Background: an optimization exercise with open tools, aiming at a short achievable clock period and few clock cycles. Do not read the settings as production practice.
Function was checked by simulation only, so behaviour that the tests miss may differ from the original.
Power figures rest on the tool's default switching activity, not on a simulated workload.

==> flow/design.v <==
module fmrv32im_decode
  (
   input 	     RST_N,
   input 	     CLK,
   input wire [31:0] INST_CODE,
   output wire [4:0] RD_NUM,
   output wire [4:0] RS1_NUM,
   output wire [4:0] RS2_NUM,
   output reg [31:0] IMM,
   output reg 	     INST_LUI,
   output reg 	     INST_AUIPC,
   output reg 	     INST_JAL,
   output reg 	     INST_JALR,
   output reg 	     INST_BEQ,
   output reg 	     INST_BNE,
   output reg 	     INST_BLT,
   output reg 	     INST_BGE,
   output reg 	     INST_BLTU,
   output reg 	     INST_BGEU,
   output reg 	     INST_LB,
   output reg 	     INST_LH,
   output reg 	     INST_LW,
   output reg 	     INST_LBU,
   output reg 	     INST_LHU,
   output reg 	     INST_SB,
   output reg 	     INST_SH,
   output reg 	     INST_SW,
   output reg 	     INST_ADDI,
   output reg 	     INST_SLTI,
   output reg 	     INST_SLTIU,
   output reg 	     INST_XORI,
   output reg 	     INST_ORI,
   output reg 	     INST_ANDI,
   output reg 	     INST_SLLI,
   output reg 	     INST_SRLI,
   output reg 	     INST_SRAI,
   output reg 	     INST_ADD,
   output reg 	     INST_SUB,
   output reg 	     INST_SLL,
   output reg 	     INST_SLT,
   output reg 	     INST_SLTU,
   output reg 	     INST_XOR,
   output reg 	     INST_SRL,
   output reg 	     INST_SRA,
   output reg 	     INST_OR,
   output reg 	     INST_AND,
   output reg 	     INST_FENCE,
   output reg 	     INST_FENCEI,
   output reg 	     INST_ECALL,
   output reg 	     INST_EBREAK,
   output reg 	     INST_MRET,
   output reg 	     INST_CSRRW,
   output reg 	     INST_CSRRS,
   output reg 	     INST_CSRRC,
   output reg 	     INST_CSRRWI,
   output reg 	     INST_CSRRSI,
   output reg 	     INST_CSRRCI,
   output reg 	     INST_MUL,
   output reg 	     INST_MULH,
   output reg 	     INST_MULHSU,
   output reg 	     INST_MULHU,
   output reg 	     INST_DIV,
   output reg 	     INST_DIVU,
   output reg 	     INST_REM,
   output reg 	     INST_REMU,
	 output reg        INST_CUSTOM0,
   output wire 	     ILL_INST
   );
   reg 		     r_type, i_type, s_type, b_type, u_type, j_type;
	 reg         c0_type;  
   always @(*) begin
      r_type <= (INST_CODE[6:5] == 2'b01) && (INST_CODE[4:2] == 3'b100);
      i_type <= ((INST_CODE[6:5] == 2'b00) && ((INST_CODE[4:2] == 3'b000) ||
					       (INST_CODE[4:2] == 3'b011) ||
					       (INST_CODE[4:2] == 3'b100))) ||
		((INST_CODE[6:5] == 2'b11) && ((INST_CODE[4:2] == 3'b001) ||
					       (INST_CODE[4:2] == 3'b100)));
      s_type <= (INST_CODE[6:5] == 2'b01) && (INST_CODE[4:2] == 3'b000);
      b_type <= (INST_CODE[6:5] == 2'b11) && (INST_CODE[4:2] == 3'b000);
      u_type <= ((INST_CODE[6:5] == 2'b00) || (INST_CODE[6:5] == 2'b01)) &&
		(INST_CODE[4:2] == 3'b101);
      j_type <= (INST_CODE[6:5] == 2'b11) && (INST_CODE[4:2] == 3'b011);
			c0_type <= (INST_CODE[6:5] == 2'b00) && (INST_CODE[4:2] == 3'b010);
   end
   always @(posedge CLK) begin
      if(!RST_N) begin
         IMM <= 0;
      end else begin
	 IMM <= (i_type)?{{21{INST_CODE[31]}},
			  INST_CODE[30:20]}:
		(s_type)?{{21{INST_CODE[31]}},
			  INST_CODE[30:25], INST_CODE[11:7]}:
		(b_type)?{{20{INST_CODE[31]}},
			  INST_CODE[7], INST_CODE[30:25], INST_CODE[11:8], 1'b0}:
		(u_type)?{INST_CODE[31:12], 12'b0000_0000_0000}:
		(j_type)?{{12{INST_CODE[31]}},
			  INST_CODE[19:12], INST_CODE[20], INST_CODE[30:21], 1'b0}:
		32'd0;  
      end
   end
   assign RD_NUM  = (r_type | i_type | u_type | j_type | c0_type)?INST_CODE[11:7]:5'd0;
   assign RS1_NUM = (r_type | i_type | s_type | b_type)?INST_CODE[19:15]:5'd0;
   assign RS2_NUM = (r_type | s_type | b_type)?INST_CODE[24:20]:5'd0;
   wire [2:0] func3;
   wire [6:0] func7;
   assign func3 = INST_CODE[14:12];
   assign func7 = INST_CODE[31:25];
   always @(posedge CLK) begin
      if(!RST_N) begin
	 INST_LUI    <= 1'b0;
	 INST_AUIPC  <= 1'b0;
	 INST_JAL    <= 1'b0;
	 INST_JALR   <= 1'b0;
	 INST_BEQ    <= 1'b0;
	 INST_BNE    <= 1'b0;
	 INST_BLT    <= 1'b0;
	 INST_BGE    <= 1'b0;
	 INST_BLTU   <= 1'b0;
	 INST_BGEU   <= 1'b0;
	 INST_LB     <= 1'b0;
	 INST_LH     <= 1'b0;
	 INST_LW     <= 1'b0;
	 INST_LBU    <= 1'b0;
	 INST_LHU    <= 1'b0;
	 INST_SB     <= 1'b0;
	 INST_SH     <= 1'b0;
	 INST_SW     <= 1'b0;
	 INST_ADDI   <= 1'b0;
	 INST_SLTI   <= 1'b0;
	 INST_SLTIU  <= 1'b0;
	 INST_XORI   <= 1'b0;
	 INST_ORI    <= 1'b0;
	 INST_ANDI   <= 1'b0;
	 INST_SLLI   <= 1'b0;
	 INST_SRLI   <= 1'b0;
	 INST_SRAI   <= 1'b0;
	 INST_ADD    <= 1'b0;
	 INST_SUB    <= 1'b0;
	 INST_SLL    <= 1'b0;
	 INST_SLT    <= 1'b0;
	 INST_SLTU   <= 1'b0;
	 INST_XOR    <= 1'b0;
	 INST_SRL    <= 1'b0;
	 INST_SRA    <= 1'b0;
	 INST_OR     <= 1'b0;
	 INST_AND    <= 1'b0;
	 INST_FENCE  <= 1'b0;
	 INST_FENCEI <= 1'b0;
	 INST_ECALL  <= 1'b0;
	 INST_EBREAK <= 1'b0;
	 INST_MRET   <= 1'b0;
	 INST_CSRRW  <= 1'b0;
	 INST_CSRRS  <= 1'b0;
	 INST_CSRRC  <= 1'b0;
	 INST_CSRRWI <= 1'b0;
	 INST_CSRRSI <= 1'b0;
	 INST_CSRRCI <= 1'b0;
	 INST_MUL    <= 1'b0;
	 INST_MULH   <= 1'b0;
	 INST_MULHSU <= 1'b0;
	 INST_MULHU  <= 1'b0;
	 INST_DIV    <= 1'b0;
	 INST_DIVU   <= 1'b0;
	 INST_REM    <= 1'b0;
	 INST_REMU   <= 1'b0;
	 INST_CUSTOM0 <= 1'b0;
      end else begin
	 INST_LUI    <= (INST_CODE[6:0] == 7'b0110111);
	 INST_AUIPC  <= (INST_CODE[6:0] == 7'b0010111);
	 INST_JAL    <= (INST_CODE[6:0] == 7'b1101111);
	 INST_JALR   <= (INST_CODE[6:0] == 7'b1100111);
	 INST_BEQ    <= (INST_CODE[6:0] == 7'b1100011) && (func3 == 3'b000);
	 INST_BNE    <= (INST_CODE[6:0] == 7'b1100011) && (func3 == 3'b001);
	 INST_BLT    <= (INST_CODE[6:0] == 7'b1100011) && (func3 == 3'b100);
	 INST_BGE    <= (INST_CODE[6:0] == 7'b1100011) && (func3 == 3'b101);
	 INST_BLTU   <= (INST_CODE[6:0] == 7'b1100011) && (func3 == 3'b110);
	 INST_BGEU   <= (INST_CODE[6:0] == 7'b1100011) && (func3 == 3'b111);
	 INST_LB     <= (INST_CODE[6:0] == 7'b0000011) && (func3 == 3'b000);
	 INST_LH     <= (INST_CODE[6:0] == 7'b0000011) && (func3 == 3'b001);
	 INST_LW     <= (INST_CODE[6:0] == 7'b0000011) && (func3 == 3'b010);
	 INST_LBU    <= (INST_CODE[6:0] == 7'b0000011) && (func3 == 3'b100);
	 INST_LHU    <= (INST_CODE[6:0] == 7'b0000011) && (func3 == 3'b101);
	 INST_SB     <= (INST_CODE[6:0] == 7'b0100011) && (func3 == 3'b000);
	 INST_SH     <= (INST_CODE[6:0] == 7'b0100011) && (func3 == 3'b001);
	 INST_SW     <= (INST_CODE[6:0] == 7'b0100011) && (func3 == 3'b010);
	 INST_ADDI   <= (INST_CODE[6:0] == 7'b0010011) && (func3 == 3'b000);
	 INST_SLTI   <= (INST_CODE[6:0] == 7'b0010011) && (func3 == 3'b010);
	 INST_SLTIU  <= (INST_CODE[6:0] == 7'b0010011) && (func3 == 3'b011);
	 INST_XORI   <= (INST_CODE[6:0] == 7'b0010011) && (func3 == 3'b100);
	 INST_ORI    <= (INST_CODE[6:0] == 7'b0010011) && (func3 == 3'b110);
	 INST_ANDI   <= (INST_CODE[6:0] == 7'b0010011) && (func3 == 3'b111);
	 INST_SLLI   <= (INST_CODE[6:0] == 7'b0010011) && (func3 == 3'b001) &&
			(func7 == 7'b0000000);
	 INST_SRLI   <= (INST_CODE[6:0] == 7'b0010011) && (func3 == 3'b101) &&
			(func7 == 7'b0000000);
	 INST_SRAI   <= (INST_CODE[6:0] == 7'b0010011) && (func3 == 3'b101) &&
			(func7 == 7'b0100000);
	 INST_ADD    <= (INST_CODE[6:0] == 7'b0110011) && (func3 == 3'b000) &&
			(func7 == 7'b0000000);
	 INST_SUB    <= (INST_CODE[6:0] == 7'b0110011) && (func3 == 3'b000) &&
			(func7 == 7'b0100000);
	 INST_SLL    <= (INST_CODE[6:0] == 7'b0110011) && (func3 == 3'b001) &&
			(func7 == 7'b0000000);
	 INST_SLT    <= (INST_CODE[6:0] == 7'b0110011) && (func3 == 3'b010) &&
			(func7 == 7'b0000000);
	 INST_SLTU   <= (INST_CODE[6:0] == 7'b0110011) && (func3 == 3'b011) &&
			(func7 == 7'b0000000);
	 INST_XOR    <= (INST_CODE[6:0] == 7'b0110011) && (func3 == 3'b100) &&
			(func7 == 7'b0000000);
	 INST_SRL    <= (INST_CODE[6:0] == 7'b0110011) && (func3 == 3'b101) &&
			(func7 == 7'b0000000);
	 INST_SRA    <= (INST_CODE[6:0] == 7'b0110011) && (func3 == 3'b101) &&
			(func7 == 7'b0100000);
	 INST_OR     <= (INST_CODE[6:0] == 7'b0110011) && (func3 == 3'b110) &&
			(func7 == 7'b0000000);
	 INST_AND    <= (INST_CODE[6:0] == 7'b0110011) && (func3 == 3'b111) &&
			(func7 == 7'b0000000);
	 INST_FENCE  <= (INST_CODE[6:0] == 7'b0001111) && (func3 == 3'b000);
	 INST_FENCEI <= (INST_CODE[6:0] == 7'b0001111) && (func3 == 3'b001);
	 INST_ECALL  <= (INST_CODE[6:0] == 7'b1110011) && (func3 == 3'b000) &&
			(INST_CODE[31:20] == 12'b0000_0000_0000);
	 INST_EBREAK <= (INST_CODE[6:0] == 7'b1110011) && (func3 == 3'b000) &&
			(INST_CODE[31:20] == 12'b0000_0000_0001);
	 INST_MRET   <= (INST_CODE[6:0] == 7'b1110011) && (func3 == 3'b000) &&
			(INST_CODE[31:20] == 12'b0011_0000_0010);
	 INST_CSRRW  <= (INST_CODE[6:0] == 7'b1110011) && (func3 == 3'b001);
	 INST_CSRRS  <= (INST_CODE[6:0] == 7'b1110011) && (func3 == 3'b010);
	 INST_CSRRC  <= (INST_CODE[6:0] == 7'b1110011) && (func3 == 3'b011);
	 INST_CSRRWI <= (INST_CODE[6:0] == 7'b1110011) && (func3 == 3'b101);
	 INST_CSRRSI <= (INST_CODE[6:0] == 7'b1110011) && (func3 == 3'b110);
	 INST_CSRRCI <= (INST_CODE[6:0] == 7'b1110011) && (func3 == 3'b111);
	 INST_MUL    <= (INST_CODE[6:0] == 7'b0110011) && (func3 == 3'b000) &&
			(func7 == 7'b0000001);
	 INST_MULH   <= (INST_CODE[6:0] == 7'b0110011) && (func3 == 3'b001) &&
			(func7 == 7'b0000001);
	 INST_MULHSU <= (INST_CODE[6:0] == 7'b0110011) && (func3 == 3'b010) &&
			(func7 == 7'b0000001);
	 INST_MULHU  <= (INST_CODE[6:0] == 7'b0110011) && (func3 == 3'b011) &&
			(func7 == 7'b0000001);
	 INST_DIV    <= (INST_CODE[6:0] == 7'b0110011) && (func3 == 3'b100) &&
			(func7 == 7'b0000001);
	 INST_DIVU   <= (INST_CODE[6:0] == 7'b0110011) && (func3 == 3'b101) &&
			(func7 == 7'b0000001);
	 INST_REM    <= (INST_CODE[6:0] == 7'b0110011) && (func3 == 3'b110) &&
			(func7 == 7'b0000001);
	 INST_REMU   <= (INST_CODE[6:0] == 7'b0110011) && (func3 == 3'b111) &&
			(func7 == 7'b0000001);
	 INST_CUSTOM0 <= (INST_CODE[6:0] == 7'b0001011);
      end
   end
   assign ILL_INST = ~(
                       INST_LUI | INST_AUIPC | INST_JAL | INST_JALR |
                       INST_BEQ | INST_BNE | INST_BLT | INST_BGE |
                       INST_BLTU | INST_BGEU |
                       INST_LB | INST_LH | INST_LW | INST_LBU | INST_LHU |
                       INST_SB | INST_SH | INST_SW |
                       INST_ADDI | INST_SLTI | INST_SLTIU |
                       INST_XORI | INST_ORI | INST_ANDI |
                       INST_SLLI | INST_SRLI | INST_SRAI |
                       INST_ADD | INST_SUB |
                       INST_SLL | INST_SLT | INST_SLTU |
                       INST_XOR | INST_SRL | INST_SRA |
                       INST_OR | INST_AND |
                       INST_FENCE | INST_FENCEI |
                       INST_ECALL | INST_EBREAK |
                       INST_MRET |
                       INST_CSRRW | INST_CSRRS | INST_CSRRC |
                       INST_CSRRWI | INST_CSRRSI | INST_CSRRCI |
                       INST_MUL | INST_MULH | INST_MULHSU | INST_MULHU |
                       INST_DIV | INST_DIVU | INST_REM | INST_REMU |
											 INST_CUSTOM0
                       );
endmodule  
module fmrv32im_alu
  (
   input 			 RST_N,
   input 			 CLK,
   input 			 INST_ADDI,
   input 			 INST_SLTI,
   input 			 INST_SLTIU,
   input 			 INST_XORI,
   input 			 INST_ORI,
   input 			 INST_ANDI,
   input 			 INST_SLLI,
   input 			 INST_SRLI,
   input 			 INST_SRAI,
   input 			 INST_ADD,
   input 			 INST_SUB,
   input 			 INST_SLL,
   input 			 INST_SLT,
   input 			 INST_SLTU,
   input 			 INST_XOR,
   input 			 INST_SRL,
   input 			 INST_SRA,
   input 			 INST_OR,
   input 			 INST_AND,
   input 			 INST_BEQ,
   input 			 INST_BNE,
   input 			 INST_BLT,
   input 			 INST_BGE,
   input 			 INST_BLTU,
   input 			 INST_BGEU,
   input 			 INST_LB,
   input 			 INST_LH,
   input 			 INST_LW,
   input 			 INST_LBU,
   input 			 INST_LHU,
   input 			 INST_SB,
   input 			 INST_SH,
   input 			 INST_SW,
   input [31:0] 	 RS1,
   input [31:0] 	 RS2,
   input [31:0] 	 IMM,
   output reg        RSLT_VALID,
   output reg [31:0] RSLT
   );
   reg [31:0] 		 reg_op2;
   always @(*) begin
	  reg_op2 <= (INST_ADDI | INST_SLTI | INST_SLTIU |
				  INST_XORI | INST_ANDI | INST_ORI |
				  INST_SLLI | INST_SRLI | INST_SRAI |
				  INST_LB | INST_LH | INST_LW | INST_LBU | INST_LHU |
				  INST_SB | INST_SH | INST_SW)?IMM:RS2;
   end
   reg [31:0] alu_add_sub, alu_shl, alu_shr;
   reg [31:0] alu_xor, alu_or, alu_and;
   reg 	   alu_eq, alu_ltu, alu_lts;
   always @(*) begin
	  alu_add_sub <= (INST_SUB)?(RS1 - reg_op2):(RS1 + reg_op2);
	  alu_shl     <= RS1 << reg_op2[4:0];
	  alu_shr     <= $signed({(INST_SRA | INST_SRAI)?RS1[31]:1'b0, RS1}) >>> reg_op2[4:0];
	  alu_eq      <= (RS1 == reg_op2);
	  alu_lts     <= ($signed(RS1) < $signed(reg_op2));
	  alu_ltu     <= (RS1 < reg_op2);
	  alu_xor     <= RS1 ^ reg_op2;
	  alu_or      <= RS1 | reg_op2;
	  alu_and     <= RS1 & reg_op2;
   end  
   always @(posedge CLK) begin
      if(!RST_N) begin
         RSLT       <= 0;
         RSLT_VALID <= 0;
      end else begin
	 RSLT <= (INST_ADDI | INST_ADD | INST_SUB |
		  INST_LB | INST_LH | INST_LW | INST_LBU | INST_LHU |
		  INST_SB | INST_SH | INST_SW)?alu_add_sub:
		 (INST_SLTI | INST_SLT)?alu_lts:
		 (INST_SLTIU | INST_SLTU)?alu_ltu:
		 (INST_SLLI | INST_SLL)?alu_shl:
		 (INST_SRLI | INST_SRAI | INST_SRL | INST_SRA)?alu_shr:
		 (INST_XORI | INST_XOR)?alu_xor:
		 (INST_ORI | INST_OR)?alu_or:
		 (INST_ANDI | INST_AND)?alu_and:
		 (INST_BEQ)?alu_eq:
		 (INST_BNE)?!alu_eq:
		 (INST_BGE)?!alu_lts:
		 (INST_BGEU)?!alu_ltu:
		 (INST_BLT)?alu_lts:
		 (INST_BLTU)?alu_ltu:
		 32'd0;
         RSLT_VALID <= INST_ADDI | INST_ADD | INST_SUB |
                       INST_LB | INST_LH | INST_LW | INST_LBU | INST_LHU |
                       INST_SB | INST_SH | INST_SW |
                       INST_SLTI | INST_SLT | INST_SLTIU | INST_SLTU |
		       INST_SLLI | INST_SLL |
                       INST_SRLI | INST_SRAI | INST_SRL | INST_SRA |
                       INST_XORI | INST_XOR |
                       INST_ORI | INST_OR |
                       INST_ANDI | INST_AND |
                       INST_BEQ | INST_BNE | INST_BGE | INST_BGEU |
		       INST_BLT | INST_BLTU;
      end
   end
endmodule  
module fmrv32im_mul
  (
   input        RST_N,
   input        CLK,
   input        INST_MUL,
   input        INST_MULH,
   input        INST_MULHSU,
   input        INST_MULHU,
   input [31:0] RS1,
   input [31:0] RS2,
   output       WAIT,
   output       READY,
   output [31:0] RD
   );
   wire         inst_mul, inst_mulh;
   wire         inst_rs1_signed, inst_rs2_signed;
   reg [32:0]  w_rs1, w_rs2;
   reg [63:0]   rslt;
   reg          rslt_high, rslt_active;
   assign inst_mul        = INST_MUL | INST_MULH | INST_MULHSU | INST_MULHU;
   assign inst_mulh       = INST_MULH | INST_MULHSU | INST_MULHU;
   assign inst_rs1_signed = INST_MULH | INST_MULHSU;
   assign inst_rs2_signed = INST_MULH;
   always @(*) begin
      if(inst_rs1_signed) begin
         w_rs1 <= $signed(RS1);
      end else begin
         w_rs1 <= $unsigned(RS1);
      end
      if(inst_rs2_signed) begin
         w_rs2 <= $signed(RS2);
      end else begin
         w_rs2 <= $unsigned(RS2);
      end
   end
   always @(posedge CLK) begin
      if(!RST_N) begin
         rslt_high   <= 0;
         rslt_active <= 0;
      end else begin
         rslt_high   <= inst_mulh;
         rslt_active <= inst_mul;
      end
   end
   always @(posedge CLK) begin
      if(!RST_N) begin
         rslt <= 0;
      end else begin
         rslt <= $signed(w_rs1) * $signed(w_rs2);
      end
   end
   assign RD    = (rslt_high)?rslt[63:32]:rslt[31:0];
   assign READY = rslt_active;
   assign WAIT  = 0;
endmodule  
module fmrv32im_div
  (
   input 	     RST_N,
   input 	     CLK,
   input 	     INST_DIV,
   input 	     INST_DIVU,
   input 	     INST_REM,
   input 	     INST_REMU,
   input [31:0]      RS1,
   input [31:0]      RS2,
   output wire 	     WAIT,
   output wire 	     READY,
   output wire [31:0] RD
   );
   reg [1:0]     state;
   localparam S_IDLE = 2'd0;
   localparam S_EXEC = 2'd1;
   localparam S_FIN = 2'd2;
   wire          start;
   assign start = INST_DIV | INST_DIVU | INST_REM | INST_REMU;
   reg [31:0]    dividend;
   reg [62:0]    divisor;
   reg [31:0]    quotient, quotient_mask;
   reg           outsign;
   reg           reg_inst_div, reg_inst_rem;
   always @(posedge CLK) begin
      if(!RST_N) begin
         state <= S_IDLE;
         dividend <= 0;
         divisor <= 0;
         outsign <= 0;
         quotient <= 0;
         quotient_mask <= 0;
         reg_inst_div <= 0;
         reg_inst_rem <= 0;
      end else begin
         case(state)
           S_IDLE:
             begin
                if(start) begin
                   state <= S_EXEC;
                   dividend <= ((INST_DIV | INST_REM) & RS1[31])?-RS1:RS1;
                   divisor[62:31] <= ((INST_DIV | INST_REM) & RS2[31])?-RS2:RS2;
                   divisor[30:0] <= 31'd0;
                   outsign <= ((INST_DIV & (RS1[31] ^ RS2[31])) & |RS2) |
                              (INST_REM & RS1[31]);
                   quotient <= 32'd0;
                   quotient_mask <= 32'h8000_0000;
                   reg_inst_div <= INST_DIV | INST_DIVU;
                   reg_inst_rem <= INST_REM | INST_REMU;
                end
             end
           S_EXEC:
             begin
                if(!quotient_mask) begin
                   state <= S_FIN;
                end
                if((|quotient_mask) && (divisor <= dividend)) begin
                   dividend <= dividend - divisor;
                   quotient <= quotient | quotient_mask;
                end
                divisor <= divisor >> 1;
                quotient_mask <= quotient_mask >> 1;
             end
           S_FIN:
             begin
                state <= S_IDLE;
             end
         endcase
      end
   end
   assign WAIT  = (state != S_IDLE);
   assign READY = (state == S_FIN);
   assign RD    = (reg_inst_div)?((outsign)?-quotient:quotient):
		  ((outsign)?-dividend:dividend);
endmodule  
module fmrv32im_reg
  (
   input 			 RST_N,
   input 			 CLK,
   input [4:0] 		 WADDR,
   input 			 WE,
   input [31:0] 	 WDATA,
   input [4:0] 		 RS1ADDR,
   output reg [31:0] RS1,
   input [4:0] 		 RS2ADDR,
   output reg [31:0] RS2,
	 output [31:0] x10,
	 output [31:0] x11,
	 output [31:0] x12,
	 output [31:0] x13,
	 output [31:0] x14,
	 output [31:0] x15,
   input 			 PC_WE,
   input [31:0] 	 PC_WDATA,
   output reg [31:0]  PC
   );
   reg [31:0] reg01, reg02, reg03, reg04, reg05, reg06, reg07,
			  reg08, reg09, reg0A, reg0B, reg0C, reg0D, reg0E, reg0F,
			  reg10, reg11, reg12, reg13, reg14, reg15, reg16, reg17,
			  reg18, reg19, reg1A, reg1B, reg1C, reg1D, reg1E, reg1F;
   always @(posedge CLK) begin
      if(!RST_N) begin
         reg01 <= 0;
         reg02 <= 0;
         reg03 <= 0;
         reg04 <= 0;
         reg05 <= 0;
         reg06 <= 0;
         reg07 <= 0;
         reg08 <= 0;
         reg09 <= 0;
         reg0A <= 0;
         reg0B <= 0;
         reg0C <= 0;
         reg0D <= 0;
         reg0E <= 0;
         reg0F <= 0;
         reg10 <= 0;
         reg11 <= 0;
         reg12 <= 0;
         reg13 <= 0;
         reg14 <= 0;
         reg15 <= 0;
         reg16 <= 0;
         reg17 <= 0;
         reg18 <= 0;
         reg19 <= 0;
         reg1A <= 0;
         reg1B <= 0;
         reg1C <= 0;
         reg1D <= 0;
         reg1E <= 0;
         reg1F <= 0;
      end else begin
	     if(WE && (WADDR == 5'h01)) reg01 <= WDATA;
	     if(WE && (WADDR == 5'h02)) reg02 <= WDATA;
	     if(WE && (WADDR == 5'h03)) reg03 <= WDATA;
	     if(WE && (WADDR == 5'h04)) reg04 <= WDATA;
	     if(WE && (WADDR == 5'h05)) reg05 <= WDATA;
	     if(WE && (WADDR == 5'h06)) reg06 <= WDATA;
	     if(WE && (WADDR == 5'h07)) reg07 <= WDATA;
	     if(WE && (WADDR == 5'h08)) reg08 <= WDATA;
	     if(WE && (WADDR == 5'h09)) reg09 <= WDATA;
	     if(WE && (WADDR == 5'h0A)) reg0A <= WDATA;
	     if(WE && (WADDR == 5'h0B)) reg0B <= WDATA;
	     if(WE && (WADDR == 5'h0C)) reg0C <= WDATA;
	     if(WE && (WADDR == 5'h0D)) reg0D <= WDATA;
	     if(WE && (WADDR == 5'h0E)) reg0E <= WDATA;
	     if(WE && (WADDR == 5'h0F)) reg0F <= WDATA;
	     if(WE && (WADDR == 5'h10)) reg10 <= WDATA;
	     if(WE && (WADDR == 5'h11)) reg11 <= WDATA;
	     if(WE && (WADDR == 5'h12)) reg12 <= WDATA;
	     if(WE && (WADDR == 5'h13)) reg13 <= WDATA;
	     if(WE && (WADDR == 5'h14)) reg14 <= WDATA;
	     if(WE && (WADDR == 5'h15)) reg15 <= WDATA;
	     if(WE && (WADDR == 5'h16)) reg16 <= WDATA;
	     if(WE && (WADDR == 5'h17)) reg17 <= WDATA;
	     if(WE && (WADDR == 5'h18)) reg18 <= WDATA;
	     if(WE && (WADDR == 5'h19)) reg19 <= WDATA;
	     if(WE && (WADDR == 5'h1A)) reg1A <= WDATA;
	     if(WE && (WADDR == 5'h1B)) reg1B <= WDATA;
	     if(WE && (WADDR == 5'h1C)) reg1C <= WDATA;
	     if(WE && (WADDR == 5'h1D)) reg1D <= WDATA;
	     if(WE && (WADDR == 5'h1E)) reg1E <= WDATA;
	     if(WE && (WADDR == 5'h1F)) reg1F <= WDATA;
      end
   end  
   always @(posedge CLK) begin
      if(!RST_N) begin
         RS1 <= 0;
      end else begin
	     case(RS1ADDR)
		   5'h01: RS1 <= reg01;
		   5'h02: RS1 <= reg02;
		   5'h03: RS1 <= reg03;
		   5'h04: RS1 <= reg04;
		   5'h05: RS1 <= reg05;
		   5'h06: RS1 <= reg06;
		   5'h07: RS1 <= reg07;
		   5'h08: RS1 <= reg08;
		   5'h09: RS1 <= reg09;
		   5'h0A: RS1 <= reg0A;
		   5'h0B: RS1 <= reg0B;
		   5'h0C: RS1 <= reg0C;
		   5'h0D: RS1 <= reg0D;
		   5'h0E: RS1 <= reg0E;
		   5'h0F: RS1 <= reg0F;
		   5'h10: RS1 <= reg10;
		   5'h11: RS1 <= reg11;
		   5'h12: RS1 <= reg12;
		   5'h13: RS1 <= reg13;
		   5'h14: RS1 <= reg14;
		   5'h15: RS1 <= reg15;
		   5'h16: RS1 <= reg16;
		   5'h17: RS1 <= reg17;
		   5'h18: RS1 <= reg18;
		   5'h19: RS1 <= reg19;
		   5'h1A: RS1 <= reg1A;
		   5'h1B: RS1 <= reg1B;
		   5'h1C: RS1 <= reg1C;
		   5'h1D: RS1 <= reg1D;
		   5'h1E: RS1 <= reg1E;
		   5'h1F: RS1 <= reg1F;
		   default: RS1 <= 32'd0;
	     endcase  
      end
   end
   always @(posedge CLK) begin
      if(!RST_N) begin
         RS2 <= 0;
      end else begin
	     case(RS2ADDR)
		   5'h01: RS2 <= reg01;
		   5'h02: RS2 <= reg02;
		   5'h03: RS2 <= reg03;
		   5'h04: RS2 <= reg04;
		   5'h05: RS2 <= reg05;
		   5'h06: RS2 <= reg06;
		   5'h07: RS2 <= reg07;
		   5'h08: RS2 <= reg08;
		   5'h09: RS2 <= reg09;
		   5'h0A: RS2 <= reg0A;
		   5'h0B: RS2 <= reg0B;
		   5'h0C: RS2 <= reg0C;
		   5'h0D: RS2 <= reg0D;
		   5'h0E: RS2 <= reg0E;
		   5'h0F: RS2 <= reg0F;
		   5'h10: RS2 <= reg10;
		   5'h11: RS2 <= reg11;
		   5'h12: RS2 <= reg12;
		   5'h13: RS2 <= reg13;
		   5'h14: RS2 <= reg14;
		   5'h15: RS2 <= reg15;
		   5'h16: RS2 <= reg16;
		   5'h17: RS2 <= reg17;
		   5'h18: RS2 <= reg18;
		   5'h19: RS2 <= reg19;
		   5'h1A: RS2 <= reg1A;
		   5'h1B: RS2 <= reg1B;
		   5'h1C: RS2 <= reg1C;
		   5'h1D: RS2 <= reg1D;
		   5'h1E: RS2 <= reg1E;
		   5'h1F: RS2 <= reg1F;
		   default: RS2 <= 32'd0;
	     endcase
      end  
   end
   always @(posedge CLK) begin
      if(!RST_N) begin
         PC <= 0;
      end else begin
	     if(PC_WE) PC <= PC_WDATA;
      end
   end
	 assign x10 = reg0A;
	 assign x11 = reg0B;
	 assign x12 = reg0C;
	 assign x13 = reg0D;
	 assign x14 = reg0E;
	 assign x15 = reg0F;
endmodule  
module fmrv32im
  #(
    parameter MADD33_ADDON = 0
  )
  (
   input         RST_N,
   input         CLK,
   input         I_MEM_WAIT,
   output        I_MEM_ENA,
   output [31:0] I_MEM_ADDR,
   input [31:0]  I_MEM_RDATA,
   input         D_MEM_WAIT,
   output        D_MEM_ENA,
   output [3:0]  D_MEM_WSTB,
   output [31:0] D_MEM_ADDR,
   output [31:0] D_MEM_WDATA,
   input [31:0]  D_MEM_RDATA
   );
   wire [31:0] 	 pc;
   wire [4:0] 	 id_rd_num, id_rs1_num, id_rs2_num;
   wire [31:0] 	 id_rs1, id_rs2, id_imm;
   wire [31:0]   id_x10, id_x11, id_x12, id_x13, id_x14, id_x15;
   wire 		 id_inst_lui, id_inst_auipc,
				 id_inst_jal, id_inst_jalr,
				 id_inst_beq, id_inst_bne,
				 id_inst_blt, id_inst_bge,
				 id_inst_bltu, id_inst_bgeu,
				 id_inst_lb, id_inst_lh, id_inst_lw,
				 id_inst_lbu, id_inst_lhu,
				 id_inst_sb, id_inst_sh, id_inst_sw,
				 id_inst_addi, id_inst_slti, id_inst_sltiu,
				 id_inst_xori, id_inst_ori, id_inst_andi,
				 id_inst_slli, id_inst_srli, id_inst_srai,
				 id_inst_add, id_inst_sub,
				 id_inst_sll, id_inst_slt, id_inst_sltu,
				 id_inst_xor, id_inst_srl, id_inst_sra,
				 id_inst_or, id_inst_and,
				 id_inst_fence, id_inst_fencei,
				 id_inst_ecall, id_inst_ebreak, id_inst_mret,
				 id_inst_csrrw, id_inst_csrrs, id_inst_csrrc,
				 id_inst_csrrwi, id_inst_csrrsi, id_inst_csrrci,
				 id_inst_mul, id_inst_mulh,
				 id_inst_mulhsu, id_inst_mulhu,
				 id_inst_div, id_inst_divu,
				 id_inst_rem, id_inst_remu,
				 id_ill_inst;
   wire id_inst_madd33;
   wire          retire;
   assign retire = 1'b0;
   reg [7:0]     cpu_state;
   localparam S_IDLE      = 8'b0000_0001;
   localparam S_FETCH     = 8'b0000_0010;
   localparam S_DECODE    = 8'b0000_0100;
   localparam S_EXECUTE   = 8'b0000_1000;
   localparam S_MEMORY    = 8'b0001_0000;
   localparam S_WRITEBACK = 8'b0010_0000;
   localparam S_TRAP      = 8'b0100_0000;
   wire          ex_wait;
   wire          ex_ready;
   reg           cpu_state_wait;
   always @(posedge CLK) begin
      if(!RST_N) begin
         cpu_state <= S_IDLE;
         cpu_state_wait <= 1'b0;
      end else begin
         case(cpu_state)
           S_IDLE:
             begin
                if(!I_MEM_WAIT) begin
                  cpu_state <= S_FETCH;
                end
             end
           S_FETCH:
             begin
               cpu_state <= S_DECODE;
             end
           S_DECODE:
             begin
                cpu_state <= S_EXECUTE;
             end
           S_EXECUTE:
             begin
                if(!ex_wait) begin
                   cpu_state <= S_MEMORY;
                end
             end
           S_MEMORY:
             begin
                if(!D_MEM_WAIT) begin
                   cpu_state <= S_WRITEBACK;
                end
             end
           S_WRITEBACK:
             begin
                if(!I_MEM_WAIT) begin
                  cpu_state <= S_FETCH;
                end
             end
           S_TRAP:
             begin
                cpu_state <= S_FETCH;
             end
         endcase
         cpu_state_wait <= ((cpu_state == S_IDLE) & I_MEM_WAIT) |
                           ((cpu_state == S_EXECUTE) & ex_wait) |
                           ((cpu_state == S_MEMORY) & D_MEM_WAIT) |
                           ((cpu_state == S_WRITEBACK) & I_MEM_WAIT);
      end
   end
   assign I_MEM_ENA  = (cpu_state == S_WRITEBACK) | (cpu_state == S_IDLE);
   assign I_MEM_ADDR = pc;
   fmrv32im_decode u_fmrv32im_decode
	 (
      .RST_N       ( RST_N),
      .CLK         ( CLK),
      .INST_CODE   ( I_MEM_RDATA),
      .RD_NUM      ( id_rd_num),
      .RS1_NUM     ( id_rs1_num),
      .RS2_NUM     ( id_rs2_num),
      .IMM         ( id_imm),
      .INST_LUI    ( id_inst_lui),
      .INST_AUIPC  ( id_inst_auipc),
      .INST_JAL    ( id_inst_jal),
      .INST_JALR   ( id_inst_jalr),
      .INST_BEQ    ( id_inst_beq),
      .INST_BNE    ( id_inst_bne),
      .INST_BLT    ( id_inst_blt),
      .INST_BGE    ( id_inst_bge),
      .INST_BLTU   ( id_inst_bltu),
      .INST_BGEU   ( id_inst_bgeu),
      .INST_LB     ( id_inst_lb),
      .INST_LH     ( id_inst_lh),
      .INST_LW     ( id_inst_lw),
      .INST_LBU    ( id_inst_lbu),
      .INST_LHU    ( id_inst_lhu),
      .INST_SB     ( id_inst_sb),
      .INST_SH     ( id_inst_sh),
      .INST_SW     ( id_inst_sw),
      .INST_ADDI   ( id_inst_addi),
      .INST_SLTI   ( id_inst_slti),
      .INST_SLTIU  ( id_inst_sltiu),
      .INST_XORI   ( id_inst_xori),
      .INST_ORI    ( id_inst_ori),
      .INST_ANDI   ( id_inst_andi),
      .INST_SLLI   ( id_inst_slli),
      .INST_SRLI   ( id_inst_srli),
      .INST_SRAI   ( id_inst_srai),
      .INST_ADD    ( id_inst_add),
      .INST_SUB    ( id_inst_sub),
      .INST_SLL    ( id_inst_sll),
      .INST_SLT    ( id_inst_slt),
      .INST_SLTU   ( id_inst_sltu),
      .INST_XOR    ( id_inst_xor),
      .INST_SRL    ( id_inst_srl),
      .INST_SRA    ( id_inst_sra),
      .INST_OR     ( id_inst_or),
      .INST_AND    ( id_inst_and),
      .INST_FENCE  ( id_inst_fence),
      .INST_FENCEI ( id_inst_fencei),
      .INST_ECALL  ( id_inst_ecall),
      .INST_EBREAK ( id_inst_ebreak),
      .INST_MRET   ( id_inst_mret),
      .INST_CSRRW  ( id_inst_csrrw),
      .INST_CSRRS  ( id_inst_csrrs),
      .INST_CSRRC  ( id_inst_csrrc),
      .INST_CSRRWI ( id_inst_csrrwi),
      .INST_CSRRSI ( id_inst_csrrsi),
      .INST_CSRRCI ( id_inst_csrrci),
      .INST_MUL    ( id_inst_mul),
      .INST_MULH   ( id_inst_mulh),
      .INST_MULHSU ( id_inst_mulhsu),
      .INST_MULHU  ( id_inst_mulhu),
      .INST_DIV    ( id_inst_div),
      .INST_DIVU   ( id_inst_divu),
      .INST_REM    ( id_inst_rem),
      .INST_REMU   ( id_inst_remu),
      .INST_CUSTOM0 ( id_inst_madd33),
      .ILL_INST    ( id_ill_inst)
	  );
   wire [31:0] ex_alu_rslt;
   wire        is_ex_alu_rslt;
   wire        ex_mul_wait;
   wire        ex_mul_ready;
   wire [31:0] ex_mul_rd;
   wire        ex_div_wait;
   wire        ex_div_ready;
   wire [31:0] ex_div_rd;
    wire ex_madd33_wait;
    wire ex_madd33_ready;
    wire [31:0] ex_madd33_rd;
   fmrv32im_alu u_fmrv32im_alu
	 (
      .RST_N      ( RST_N),
      .CLK        ( CLK),
      .INST_ADDI  ( id_inst_addi),
      .INST_SLTI  ( id_inst_slti),
      .INST_SLTIU ( id_inst_sltiu),
      .INST_XORI  ( id_inst_xori),
      .INST_ORI   ( id_inst_ori),
      .INST_ANDI  ( id_inst_andi),
      .INST_SLLI  ( id_inst_slli),
      .INST_SRLI  ( id_inst_srli),
      .INST_SRAI  ( id_inst_srai),
      .INST_ADD   ( id_inst_add),
      .INST_SUB   ( id_inst_sub),
      .INST_SLL   ( id_inst_sll),
      .INST_SLT   ( id_inst_slt),
      .INST_SLTU  ( id_inst_sltu),
      .INST_XOR   ( id_inst_xor),
      .INST_SRL   ( id_inst_srl),
      .INST_SRA   ( id_inst_sra),
      .INST_OR    ( id_inst_or),
      .INST_AND   ( id_inst_and),
      .INST_BEQ   ( id_inst_beq),
      .INST_BNE   ( id_inst_bne),
      .INST_BLT   ( id_inst_blt),
      .INST_BGE   ( id_inst_bge),
      .INST_BLTU  ( id_inst_bltu),
      .INST_BGEU  ( id_inst_bgeu),
      .INST_LB    ( id_inst_lb),
      .INST_LH    ( id_inst_lh),
      .INST_LW    ( id_inst_lw),
      .INST_LBU   ( id_inst_lbu),
      .INST_LHU   ( id_inst_lhu),
      .INST_SB    ( id_inst_sb),
      .INST_SH    ( id_inst_sh),
      .INST_SW    ( id_inst_sw),
   	  .RS1        ( id_rs1),
      .RS2        ( id_rs2),
      .IMM        ( id_imm),
      .RSLT_VALID ( is_ex_alu_rslt),
      .RSLT       ( ex_alu_rslt)
	  );
   fmrv32im_mul u_fmrc32em_mul
     (
      .RST_N       ( RST_N),
      .CLK         ( CLK),
      .INST_MUL    ( id_inst_mul    & (cpu_state == S_EXECUTE)),
      .INST_MULH   ( id_inst_mulh   & (cpu_state == S_EXECUTE)),
      .INST_MULHSU ( id_inst_mulhsu & (cpu_state == S_EXECUTE)),
      .INST_MULHU  ( id_inst_mulhu  & (cpu_state == S_EXECUTE)),
      .RS1         ( id_rs1),
      .RS2         ( id_rs2),
      .WAIT        ( ex_mul_wait),
      .READY       ( ex_mul_ready),
      .RD          ( ex_mul_rd)
   );
   fmrv32im_div u_fmrv32im_div
     (
      .RST_N     ( RST_N),
      .CLK       ( CLK),
      .INST_DIV  ( id_inst_div  & (cpu_state == S_EXECUTE)),
      .INST_DIVU ( id_inst_divu & (cpu_state == S_EXECUTE)),
      .INST_REM  ( id_inst_rem  & (cpu_state == S_EXECUTE)),
      .INST_REMU ( id_inst_remu & (cpu_state == S_EXECUTE)),
      .RS1       ( id_rs1),
      .RS2       ( id_rs2),
      .WAIT      ( ex_div_wait),
      .READY     ( ex_div_ready),
      .RD        ( ex_div_rd)
   );
  generate
    if(MADD33_ADDON) begin
      fmrv32im_madd33 u_fmrv32im_madd33
      (
        .RST_N ( RST_N ),
        .CLK   ( CLK   ),
        .INST_MADD33 ( id_inst_madd33 & (cpu_state == S_EXECUTE)),
        .RS1 ( id_x10 ),
        .RS2 ( id_x11 ),
        .RS3 ( id_x12 ),
        .RS4 ( id_x13 ),
        .RS5 ( id_x14 ),
        .RS6 ( id_x15 ),
        .WAIT  ( ex_madd33_wait  ),
        .READY ( ex_madd44_ready ),
        .RD    ( ex_madd33_rd    )
      );
     end else begin
       assign ex_madd33_wait = 1'b0;
       assign ex_madd33_ready = 1'b0;
       assign ex_madd33_rd = 32'd0;
     end
  endgenerate
   assign ex_wait = ex_mul_wait |
                    ex_madd33_wait |
		    (!ex_div_ready & (ex_div_wait |
				      ((cpu_state == S_EXECUTE) &
				       (
					id_inst_div | id_inst_divu |
					id_inst_rem | id_inst_remu
					)))
		     );
   reg [31:0] ex_pc_add_imm, ex_pc_add_4, ex_pc_jalr;
   always @(posedge CLK) begin
      ex_pc_add_imm <= pc + id_imm;   
      ex_pc_jalr    <= id_rs1 + id_imm;  
      ex_pc_add_4   <= pc + 4;        
   end
   reg [11:0] ex_csr_addr;
   reg        ex_csr_we;
   reg [31:0] ex_csr_wdata;
   reg [31:0] ex_csr_wmask;
   always @(posedge CLK) begin
      if(!RST_N) begin
         ex_csr_addr  <= 0;
         ex_csr_we    <= 0;
         ex_csr_wdata <= 0;
         ex_csr_wmask <= 0;
      end else begin
	 ex_csr_addr  <= id_imm[11:0];
	 ex_csr_we    <= (id_inst_csrrw | id_inst_csrrs | id_inst_csrrc) |
			 ((id_inst_csrrwi | id_inst_csrrsi | id_inst_csrrci) &
			  (id_rs1_num == 5'd0));
	 ex_csr_wdata <= (id_inst_csrrw)?id_rs1:
			 (id_inst_csrrs)?~id_rs1:
			 (id_inst_csrrc)?32'd0:
			 (id_inst_csrrwi)?(32'b1 << id_rs1_num):
			 (id_inst_csrrsi)?(32'b1 << id_rs1_num):
			 (id_inst_csrrci)?32'd0:
			 32'd0;
	 ex_csr_wmask <= (id_inst_csrrw)?32'hffff_ffff:
			 (id_inst_csrrs)?id_rs1:
			 (id_inst_csrrc)?id_rs1:
			 (id_inst_csrrwi)?~(32'b1 << id_rs1_num):
			 (id_inst_csrrsi)?~(32'b1 << id_rs1_num):
			 (id_inst_csrrci)?~(32'b1 << id_rs1_num):
			 32'd0;
      end
   end  
   reg [31:0] ex_rs2, ex_imm;
   reg [4:0]  ex_rd_num;
   reg        ex_inst_sb, ex_inst_sh, ex_inst_sw;
   reg        ex_inst_lbu, ex_inst_lhu, ex_inst_lb,
	      ex_inst_lh, ex_inst_lw;
   reg        ex_inst_lui, is_ex_load, ex_inst_auipc, ex_inst_jal, ex_inst_jalr;
   reg        is_ex_csr;
   reg        ex_inst_beq, ex_inst_bne, ex_inst_blt,
              ex_inst_bge, ex_inst_bltu, ex_inst_bgeu;
   reg        ex_inst_mret;
   reg 	      ex_inst_ecall, ex_inst_ebreak;
   reg 	      is_ex_mul, is_ex_div;
   reg        is_ex_madd33;
   always @(posedge CLK) begin
      if(!RST_N) begin
         ex_rs2        <= 0;
         ex_imm        <= 0;
         ex_rd_num     <= 0;
         ex_inst_sb    <= 0;
         ex_inst_sh    <= 0;
         ex_inst_sw    <= 0;
         ex_inst_lbu   <= 0;
         ex_inst_lhu   <= 0;
         ex_inst_lb    <= 0;
         ex_inst_lh    <= 0;
         ex_inst_lw    <= 0;
         is_ex_load    <= 0;
         ex_inst_lui   <= 0;
         ex_inst_auipc <= 0;
         ex_inst_jal   <= 0;
         ex_inst_jalr  <= 0;
         is_ex_csr     <= 0;
         ex_inst_beq   <= 0;
         ex_inst_bne   <= 0;
         ex_inst_blt   <= 0;
         ex_inst_bge   <= 0;
         ex_inst_bltu  <= 0;
         ex_inst_bgeu  <= 0;
         ex_inst_mret  <= 0;
	       ex_inst_ecall <= 0;
	       ex_inst_ebreak <= 0;
	       is_ex_mul     <= 0;
	       is_ex_div     <= 0;
         is_ex_madd33 <= 0;
      end else begin
         ex_rs2        <= id_rs2;
         ex_imm        <= id_imm;
         ex_rd_num     <= id_rd_num;
         ex_inst_sb    <= id_inst_sb;
         ex_inst_sh    <= id_inst_sh;
         ex_inst_sw    <= id_inst_sw;
         ex_inst_lbu   <= id_inst_lbu;
         ex_inst_lhu   <= id_inst_lhu;
         ex_inst_lb    <= id_inst_lb;
         ex_inst_lh    <= id_inst_lh;
         ex_inst_lw    <= id_inst_lw;
         is_ex_load    <= id_inst_lb | id_inst_lh | id_inst_lw |
                          id_inst_lbu | id_inst_lhu;
         ex_inst_lui   <= id_inst_lui;
         ex_inst_auipc <= id_inst_auipc;
         ex_inst_jal   <= id_inst_jal;
         ex_inst_jalr  <= id_inst_jalr;
         is_ex_csr     <= id_inst_csrrw | id_inst_csrrs | id_inst_csrrc |
                          id_inst_csrrwi | id_inst_csrrsi | id_inst_csrrci;
         ex_inst_beq   <= id_inst_beq;
         ex_inst_bne   <= id_inst_bne;
         ex_inst_blt   <= id_inst_blt;
         ex_inst_bge   <= id_inst_bge;
         ex_inst_bltu  <= id_inst_bltu;
         ex_inst_bgeu  <= id_inst_bgeu;
         ex_inst_mret  <= id_inst_mret;
	       ex_inst_ecall <= id_inst_ecall;
	       ex_inst_ebreak <= id_inst_ebreak;
	       is_ex_mul     <= id_inst_mul | id_inst_mulh |
			   id_inst_mulhsu | id_inst_mulhu;
	       is_ex_div     <= id_inst_div | id_inst_divu |
			   id_inst_rem | id_inst_remu;
         is_ex_madd33 <= id_inst_madd33;
      end
   end
   assign D_MEM_ADDR  = ex_alu_rslt;
   assign D_MEM_WDATA = (ex_inst_sb)?{4{ex_rs2[7:0]}}:
		       (ex_inst_sh)?{2{ex_rs2[15:0]}}:
		       (ex_inst_sw)?{ex_rs2}:
		       32'd0;
   wire [3:0] w_dmem_wstb;
   assign w_dmem_wstb[0] = (ex_inst_sb & (ex_alu_rslt[1:0] == 2'b00)) |
			   (ex_inst_sh & (ex_alu_rslt[1] == 1'b0)) |
			   (ex_inst_sw);
   assign w_dmem_wstb[1] = (ex_inst_sb & (ex_alu_rslt[1:0] == 2'b01)) |
			   (ex_inst_sh & (ex_alu_rslt[1] == 1'b0)) |
			   (ex_inst_sw);
   assign w_dmem_wstb[2] = (ex_inst_sb & (ex_alu_rslt[1:0] == 2'b10)) |
			   (ex_inst_sh & (ex_alu_rslt[1] == 1'b1)) |
			   (ex_inst_sw);
   assign w_dmem_wstb[3] = (ex_inst_sb & (ex_alu_rslt[1:0] == 2'b11)) |
			   (ex_inst_sh & (ex_alu_rslt[1] == 1'b1)) |
			   (ex_inst_sw);
   assign D_MEM_WSTB = (cpu_state == S_MEMORY)?w_dmem_wstb:4'd0;
   assign D_MEM_ENA = (cpu_state == S_MEMORY) &
                     (ex_inst_sb | ex_inst_sh | ex_inst_sw |
                      ex_inst_lbu | ex_inst_lb |
                      ex_inst_lb | ex_inst_lh | ex_inst_lhu | ex_inst_lw);
   reg [4:0] ma_rd_num;
   reg [31:0] ma_alu_rslt, ma_imm;
   reg        ma_inst_lbu, ma_inst_lhu, ma_inst_lb, ma_inst_lh, ma_inst_lw;
   reg        ma_inst_lui, is_ma_load, ma_inst_auipc;
   reg        ma_inst_jal, ma_inst_jalr;
   reg        is_ma_csr, is_ma_alu_rslt;
   reg [31:0] ma_pc_add_imm, ma_pc_add_4;
   always @(posedge CLK) begin
      if(!RST_N) begin
         ma_rd_num      <= 0;
         is_ma_alu_rslt <= 0;
         ma_alu_rslt    <= 0;
         ma_imm         <= 0;
         ma_inst_lbu    <= 0;
         ma_inst_lhu    <= 0;
         ma_inst_lb     <= 0;
         ma_inst_lh     <= 0;
         ma_inst_lw     <= 0;
         is_ma_load     <= 0;
         ma_inst_lui    <= 0;
         ma_inst_auipc  <= 0;
         ma_inst_jal    <= 0;
         ma_inst_jalr   <= 0;
         is_ma_csr      <= 0;
         ma_pc_add_imm  <= 0;
         ma_pc_add_4    <= 0;
      end else begin
         ma_rd_num      <= ex_rd_num;
         is_ma_alu_rslt <= is_ex_alu_rslt | is_ex_mul | is_ex_div | is_ex_madd33;
         ma_alu_rslt    <= (is_ex_alu_rslt)?ex_alu_rslt:
                           (is_ex_mul)?ex_mul_rd:
                           (is_ex_div)?ex_div_rd:
                           (is_ex_madd33)?ex_madd33_rd:
                           32'd0;
         ma_imm         <= ex_imm;
         ma_inst_lbu    <= ex_inst_lbu;
         ma_inst_lhu    <= ex_inst_lhu;
         ma_inst_lb     <= ex_inst_lb;
         ma_inst_lh     <= ex_inst_lh;
         ma_inst_lw     <= ex_inst_lw;
         is_ma_load     <= is_ex_load;
         ma_inst_lui    <= ex_inst_lui;
         ma_inst_auipc  <= ex_inst_auipc;
         ma_inst_jal    <= ex_inst_jal;
         ma_inst_jalr   <= ex_inst_jalr;
         is_ma_csr      <= is_ex_csr;
         ma_pc_add_imm  <= ex_pc_add_imm;
         ma_pc_add_4    <= ex_pc_add_4;
      end
   end
   reg [11:0] ma_csr_addr;
   reg        ma_csr_we;
   reg [31:0] ma_csr_wdata;
   reg [31:0] ma_csr_wmask;
   always @(posedge CLK) begin
      if(!RST_N) begin
         ma_csr_addr  <= 0;
         ma_csr_we    <= 0;
         ma_csr_wdata <= 0;
         ma_csr_wmask <= 0;
      end else begin
         ma_csr_addr  <= ex_csr_addr;
         ma_csr_we    <= ex_csr_we;
         ma_csr_wdata <= ex_csr_wdata;
	 ma_csr_wmask <= ex_csr_wmask;
      end
   end
   wire [31:0] ma_load;
   assign ma_load[7:0] = ((ma_inst_lb | ma_inst_lbu) & (ma_alu_rslt[1:0] == 2'b00))?D_MEM_RDATA[7:0]:
			 ((ma_inst_lb | ma_inst_lbu) & (ma_alu_rslt[1:0] == 2'b01))?D_MEM_RDATA[15:8]:
			 ((ma_inst_lb | ma_inst_lbu) & (ma_alu_rslt[1:0] == 2'b10))?D_MEM_RDATA[23:16]:
			 ((ma_inst_lb | ma_inst_lbu) & (ma_alu_rslt[1:0] == 2'b11))?D_MEM_RDATA[31:24]:
			 ((ma_inst_lh | ma_inst_lhu) & (ma_alu_rslt[1] == 1'b0))?D_MEM_RDATA[7:0]:
			 ((ma_inst_lh | ma_inst_lhu) & (ma_alu_rslt[1] == 1'b1))?D_MEM_RDATA[23:16]:
			 (ma_inst_lw)?D_MEM_RDATA[7:0]:
			 8'd0;
   assign ma_load[15:8] = (ma_inst_lb & (ma_alu_rslt[1:0] == 2'b00))?{8{D_MEM_RDATA[7]}}:
			  (ma_inst_lb & (ma_alu_rslt[1:0] == 2'b01))?{8{D_MEM_RDATA[15]}}:
			  (ma_inst_lb & (ma_alu_rslt[1:0] == 2'b10))?{8{D_MEM_RDATA[23]}}:
			  (ma_inst_lb & (ma_alu_rslt[1:0] == 2'b11))?{8{D_MEM_RDATA[31]}}:
			  ((ma_inst_lh | ma_inst_lhu) & (ma_alu_rslt[1] == 1'b0))?D_MEM_RDATA[15:8]:
			  ((ma_inst_lh | ma_inst_lhu) & (ma_alu_rslt[1] == 1'b1))?D_MEM_RDATA[31:24]:
			  (ma_inst_lw)?D_MEM_RDATA[15:8]:
			  8'd0;
   assign ma_load[31:16] = (ma_inst_lb & (ma_alu_rslt[1:0] == 2'b00))?{16{D_MEM_RDATA[7]}}:
			   (ma_inst_lb & (ma_alu_rslt[1:0] == 2'b01))?{16{D_MEM_RDATA[15]}}:
			   (ma_inst_lb & (ma_alu_rslt[1:0] == 2'b10))?{16{D_MEM_RDATA[23]}}:
			   (ma_inst_lb & (ma_alu_rslt[1:0] == 2'b11))?{16{D_MEM_RDATA[31]}}:
			   (ma_inst_lh & (ma_alu_rslt[1] == 1'b0))?{16{D_MEM_RDATA[15]}}:
			   (ma_inst_lh & (ma_alu_rslt[1] == 1'b1))?{16{D_MEM_RDATA[31]}}:
			   (ma_inst_lw)?D_MEM_RDATA[31:16]:
			   16'd0;
   wire [4:0]  wb_rd_num;
   wire        wb_we;
   wire [31:0] wb_rd;
   wire [31:0] ma_csr_rdata;
   assign wb_rd_num = ma_rd_num;
   assign wb_we = (cpu_state == S_WRITEBACK) & ~cpu_state_wait;
   assign wb_rd = (is_ma_load)?ma_load:
		  (is_ma_alu_rslt)?ma_alu_rslt:
		  (ma_inst_lui)?ma_imm:
		  (ma_inst_auipc)?ma_pc_add_imm:
		  (ma_inst_jal | ma_inst_jalr)?ma_pc_add_4:
		  (is_ma_csr)?ma_csr_rdata:
		  32'd0;
   wire        wb_pc_we;
   wire [31:0] wb_pc;
   wire        interrupt;
   wire [31:0] epc;
   wire [31:0] handler_pc;
   wire        exception;
   wire        sw_interrupt;
   assign interrupt       = 1'b0;
   assign exception       = 1'b0;
   assign sw_interrupt    = 1'b0;
   assign handler_pc      = 32'd0;
   assign epc             = 32'd0;
   assign ma_csr_rdata    = 32'd0;
   assign wb_pc_we = ((cpu_state == S_MEMORY) &
		                  (
		                    !D_MEM_WAIT |
                        exception |
		                    interrupt |
                        sw_interrupt
                      ));
   assign wb_pc = (((ex_inst_beq | ex_inst_bne | ex_inst_blt |
        	           ex_inst_bge | ex_inst_bltu | ex_inst_bgeu) &
                    (ex_alu_rslt == 32'd1)) |
                    ex_inst_jal
                   )?ex_pc_add_imm:
                   (ex_inst_jalr)?ex_pc_jalr:
                  (ex_inst_mret)?epc:
                  (exception | interrupt | sw_interrupt)?handler_pc:
                  ex_pc_add_4;
   fmrv32im_reg u_fmrv32im_reg
	 (
      .RST_N    ( RST_N      ),
      .CLK      ( CLK        ),
      .WADDR    ( wb_rd_num  ),
      .WE       ( wb_we      ),
      .WDATA    ( wb_rd      ),
      .RS1ADDR  ( id_rs1_num ),
      .RS1      ( id_rs1     ),
      .RS2ADDR  ( id_rs2_num ),
      .RS2      ( id_rs2     ),
      .x10      ( id_x10     ),
      .x11      ( id_x11     ),
      .x12      ( id_x12     ),
      .x13      ( id_x13     ),
      .x14      ( id_x14     ),
      .x15      ( id_x15     ),
      .PC_WE    ( wb_pc_we   ),
      .PC_WDATA ( wb_pc      ),
	  .PC       ( pc         )
   );
endmodule  
==> flow/run.sh <==
#!/bin/bash
# synth_recipe.tcl (not shown) runs the flow's synth.tcl, then flattens the netlist and writes it again
# the make line also repeats each setting of config.mk as NAME=value (left out here)
make -C /OpenROAD-flow-scripts/flow DESIGN_CONFIG=/design/flow/config.mk WORK_HOME=/design/flow/orfs CLKGATE_MAP_FILE= SYNTH_SCRIPT=/design/flow/synth_recipe.tcl finish
==> flow/config.mk <==
export PLATFORM = sky130hd
export DESIGN_NAME = fmrv32im
export DESIGN_NICKNAME = fmrv32im
export VERILOG_FILES = /design/flow/design.v
export SDC_FILE = /design/flow/constraint.sdc
export NUM_CORES = 8
export LEC_CHECK = 0
export CAP_MARGIN = 20
export CORE_MARGIN = 2
export CORE_UTILIZATION = 40
export SLEW_MARGIN = 20
==> flow/constraint.sdc <==
create_clock -name core_clock -period 11.0 [get_ports {CLK}]
set_input_delay 2.2000 -clock core_clock [delete_from_list [all_inputs] [get_ports {CLK}]]
set_output_delay 2.2000 -clock core_clock [all_outputs]
set_load 0.01 [all_outputs]
m1.png
Supply wires on this layer in grey.
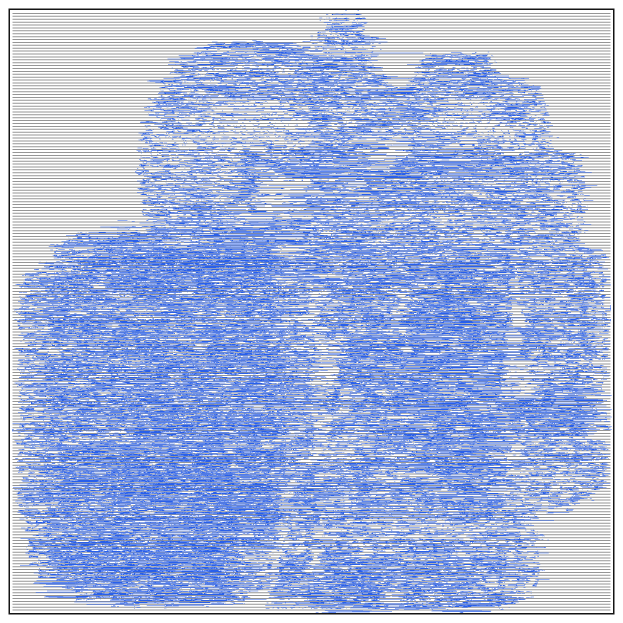
wire length on this layer = 230 mm
main direction = horizontal
nets with wire on the layer = 15822
share of all routed wire = 36%
longest straight run = 113 um
total number of vias: 125000
Routed Wire Length: 630000 um
met1 Use GR: 46.5%

m2.png
The bar under the picture is 200 um long. Cells faint in the background.
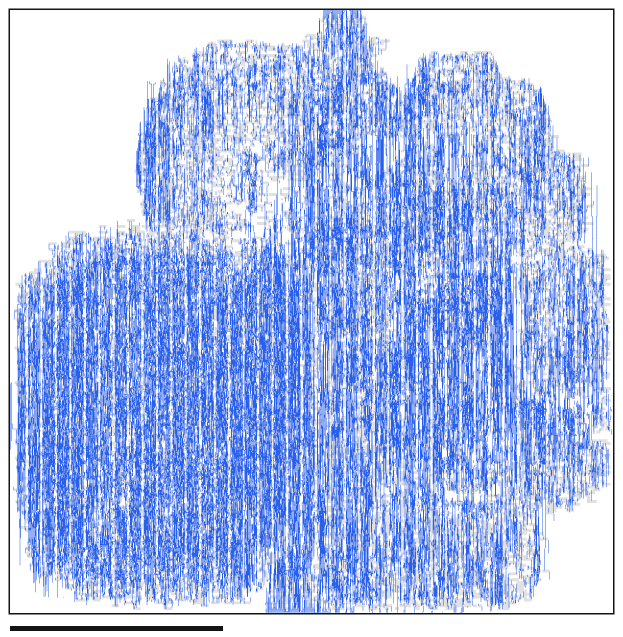
longest straight run = 207 um
main direction = vertical
wire length on this layer = 253 mm
share of all routed wire = 40%
met2 routing resource usage after global routing: 53.7%

m3.png
The bar under the picture is 200 um long. Cells faint in the background.
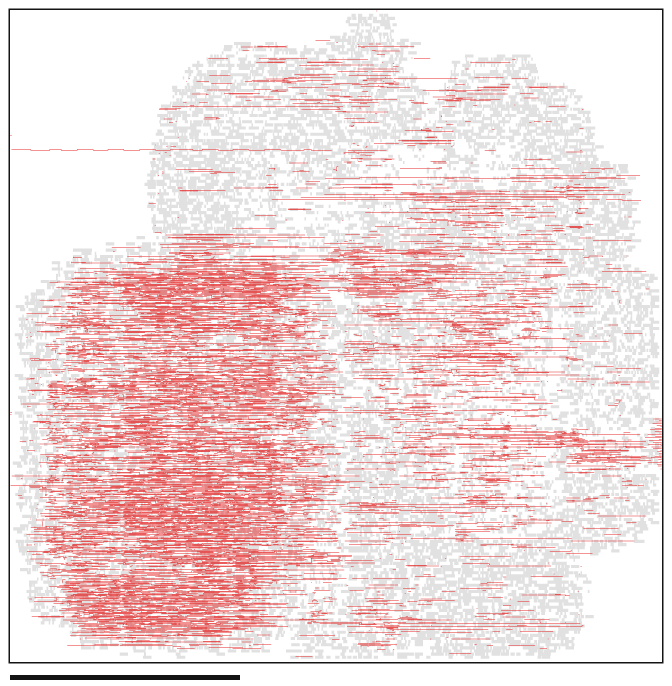
longest straight run = 261 um
main direction = horizontal
global-route track usage on met3: 14.2%

m4.png
Supply wires on this layer in grey. Cells faint in the background.
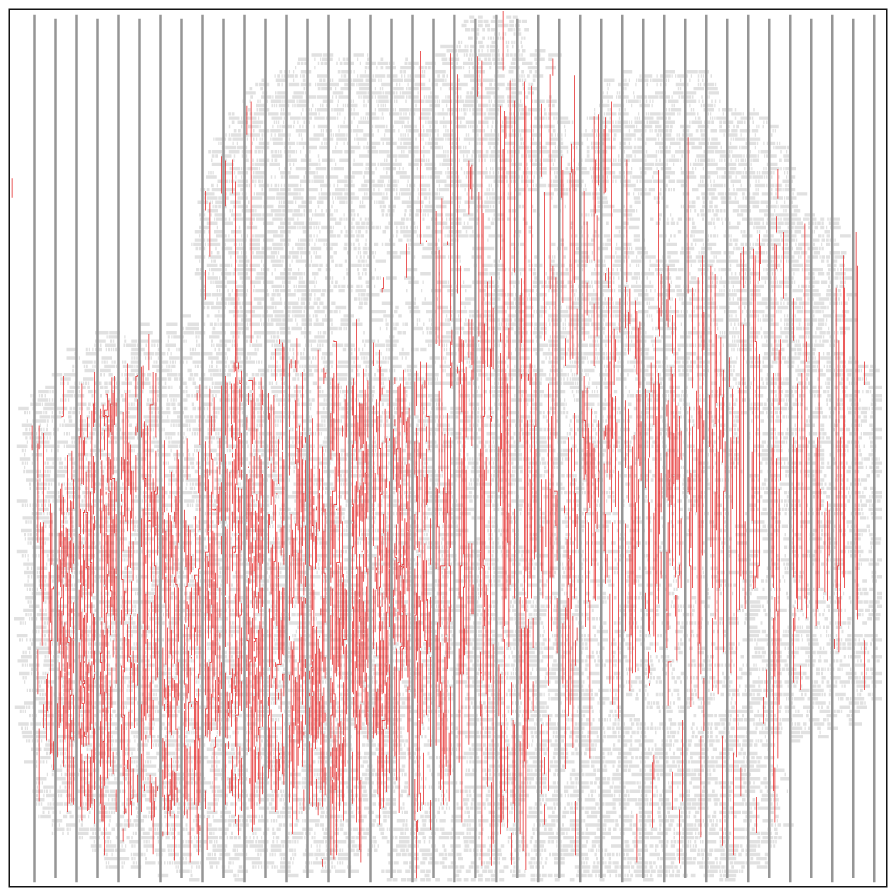
nets with wire on the layer = 561
wire length on this layer = 59.9 mm
share of all routed wire = 9.5%

==> PnR_summary.wiki <==
{| class="wikitable"
! Metric !! Value
|-
| Clock buffer count from CTS || 200
|-
| Vias/cell || 6.35
|-
| Endpoint required time on the critical path || 11.77 ns
|-
| Worst IR Drop VDD || 0.000145 V
|-
| Detail Placement HPWL || 416000 um
|-
| Share of synthesized cell area in full adder, half adder and majority cells || 22.2%
|-
| Result of the run || no timing/DRC/antenna violations
|-
| Total buffers and inverters traversed by the critical path || 8
|-
| Simple-gate portion of the synthesized area || 18.8%
|-
| Unrepaired setup endpoints after global routing || no
|-
| Count of hold-fix buffers inserted at cts || 0
|-
| Setup crit start kind || register
|-
| # nets final || 16900
|-
| Worst clock skew || 0.160 ns
|-
| Global-route wire length before repair || 879000 um
|-
| Path class of the lowest-slack min-delay path || register to register
|-
| Yosys warning total || 6
|-
| Grt total ovfl || 0
|-
| Worst Hold Slack || 0.407 ns
|-
| Synthesized netlist net count || 17400
|-
| Die X || 566 um
|-
| Type of the worst setup path || register to register
|-
| Number of fill cells in the layout || 31200
|-
| Pwr Density || 105 nW/um^2
|-
| Total leakage power || 0.0540 uW
|-
| Initial standard-cell utilization of the core || 40.2%
|-
| Share of the synthesized area in the top cell type || 28.0%
|-
| Slowest cell on the critical path || sky130_fd_sc_hd__fa_1
|-
| Flip-flop and latch area || 35500 sq um
|-
| Largest net degree at the start of global routing || 195
|-
| Max incr delay on CP || 0.65 ns
|-
| Top delay family on crit path || adder cells
|-
| Gate Count Post-Synth || 15800
|-
| Max Clk Rate || 101 MHz
|-
| Flop and latch count out of synthesis || 1767
|-
| Core Footprint || 315000 sq um
|-
| Share of the cycle needed by the critical path after routing || 89.7%
|-
| Root buffer selected by CTS || sky130_fd_sc_hd__clkbuf_16
|-
| Most frequent cells after synthesis || sky130_fd_sc_hd__nand2_1 (3240), sky130_fd_sc_hd__dfxtp_1 (1767), sky130_fd_sc_hd__a21oi_1 (1561)
|-
| DRT Pass-1 Iters || 13
|-
| Last weighted congestion value of the routability-driven placer || 1.02
|-
| Xor and xnor fraction of the mapped netlist area || 2.20%
|-
| Number of enable-type register cells in the synthesized netlist || 0
|-
| Crit. End Element || register
|-
| Pwr Total || 14700 uW
|-
| Worst Path Max Fanout || 16
|-
| Asr flop ratio synth || 0%
|-
| Maximum buffer depth of the clock tree || 4
|-
| Share of the yosys chip area belonging to registers || 28.0%
|-
| Share of the core filled with cells in the final layout || 44.4%
|-
| TritonCTS clock tree || yes
|-
| Biggest register || u_fmrc32em_mul.rslt
|-
| Hold Vio Cnt, Final || 0
|-
| Clock slew seen by the registers of the worst setup and hold paths || 0.07 ns
|-
| Worst path arrival time || 10.64 ns
|-
| Share of layout cells above drive strength 1 || 7.04%
|}
Testbench counts, summed over its fixed seeds: cycles 1,509,050.
## where the power goes
group          leakage [uW]  switching, uW  total [uW]  internal, uW
combinational        0.0365            758        1070           316
clock               0.00331           3040        7110          4070
sequential           0.0143           59.9        6500          6440
total                0.0540           3860       14700         10800
## kinds of logic (layout without fill, tap and decap cells)
group / after synthesis / after routing
AO/OA/AOI/OAI: 3744 / 3744
flip-flops: 1767 / 1767
multiplexers: 215 / 215
AND/OR/NAND/NOR: 5547 / 5547
XOR/XNOR: 318 / 318
adder cells (fa/ha/maj): 1566 / 1566
other: 0 / 61
buffers and inverters: 2600 / 2287
## metrics by stage
stage	cell area, sq um	setup slack (ns)
floorplan	126000	1.86
detailed placement	133000	1.10
global placement	133000	1.21
global route	140000	0.356
finish	140000	1.13
CTS	140000	1.12
## final timing paths
kind / cells after the start / end / start / slack, ns
worst max register to register: 32 / u_fmrc32em_mul.rslt[61] / cpu_state[0] / 1.13
worst min-delay path: 1 / ma_imm[29] / ex_imm[29] / 0.41
worst max-delay path: 32 / u_fmrc32em_mul.rslt[61] / cpu_state[0] / 1.13
worst min register to register: 1 / ma_imm[29] / ex_imm[29] / 0.41
## layout by cell type (no fill, tap or decap), drive strengths merged, types with 100 or more instances in the layout
cell,netlist,final
a22o,185,185
ha,436,436
xnor2,224,224
buf,184,372
mux2i,146,146
a21oi,1562,1562
inv,1368,1382
fa,1129,1129
nand2,3241,3241
and2,430,430
a22oi,555,555
nand4,128,128
a21o,123,123
a221oi,233,233
a211oi,146,146
a222oi,100,100
clkdlybuf4s50,0,168
dfxtp,1767,1767
clkbuf,1032,290
o21ai,357,357
nor2,1002,1002
nor3,187,187
nand3,223,223
## routing by layer
metal / part of all wire [%] / track usage (%) / routed length [um]
met5: 0.12 / 1.01 / 780
met4: 9.5 / 28.3 / 59900
met3: 14 / 14.2 / 87300
met2: 40 / 53.7 / 253000
met1: 36 / 46.5 / 230000
## final cells by class
class	count	share of cell area (%)
tap	4160	3.73
clock buffer	289	4.18
multi-input combinational	11400	58.9
antenna	61	0.109
sequential	1767	25.4
clock inverter	73	0.666
timing repair buffer	541	3.27
inverter	1384	3.73

## re-timing with driven ports
No port has a modelled driver above. Below, the same layout with a new extraction and two added sets of constraints. Step 1: set_driving_cell puts a clkbuf_16 on CLK and a buf_2 on each other input, an assumption about the parent block. Step 2 moves the port delays by t, midway between the first and last clock arrival at a register: inputs arrive t later, outputs are due t later. That takes back most of the time a late clock gives input paths. Slacks: ideal ports / drivers / drivers and shift; pairs: ideal ports / drivers.
t (ns): 1.020
slack for setup (ns): 1.132 / 1.132 / 1.132
hold WS [ns]: 0.407 / 0.407 / 0.407
worst data-port slew with drivers (ns): 0.30
pins driven straight from the clock port: 1
After both steps setup and hold are still met in this run. The setup slack of this run moves by 0.000 ns with the drivers and by 0.000 ns with both steps.
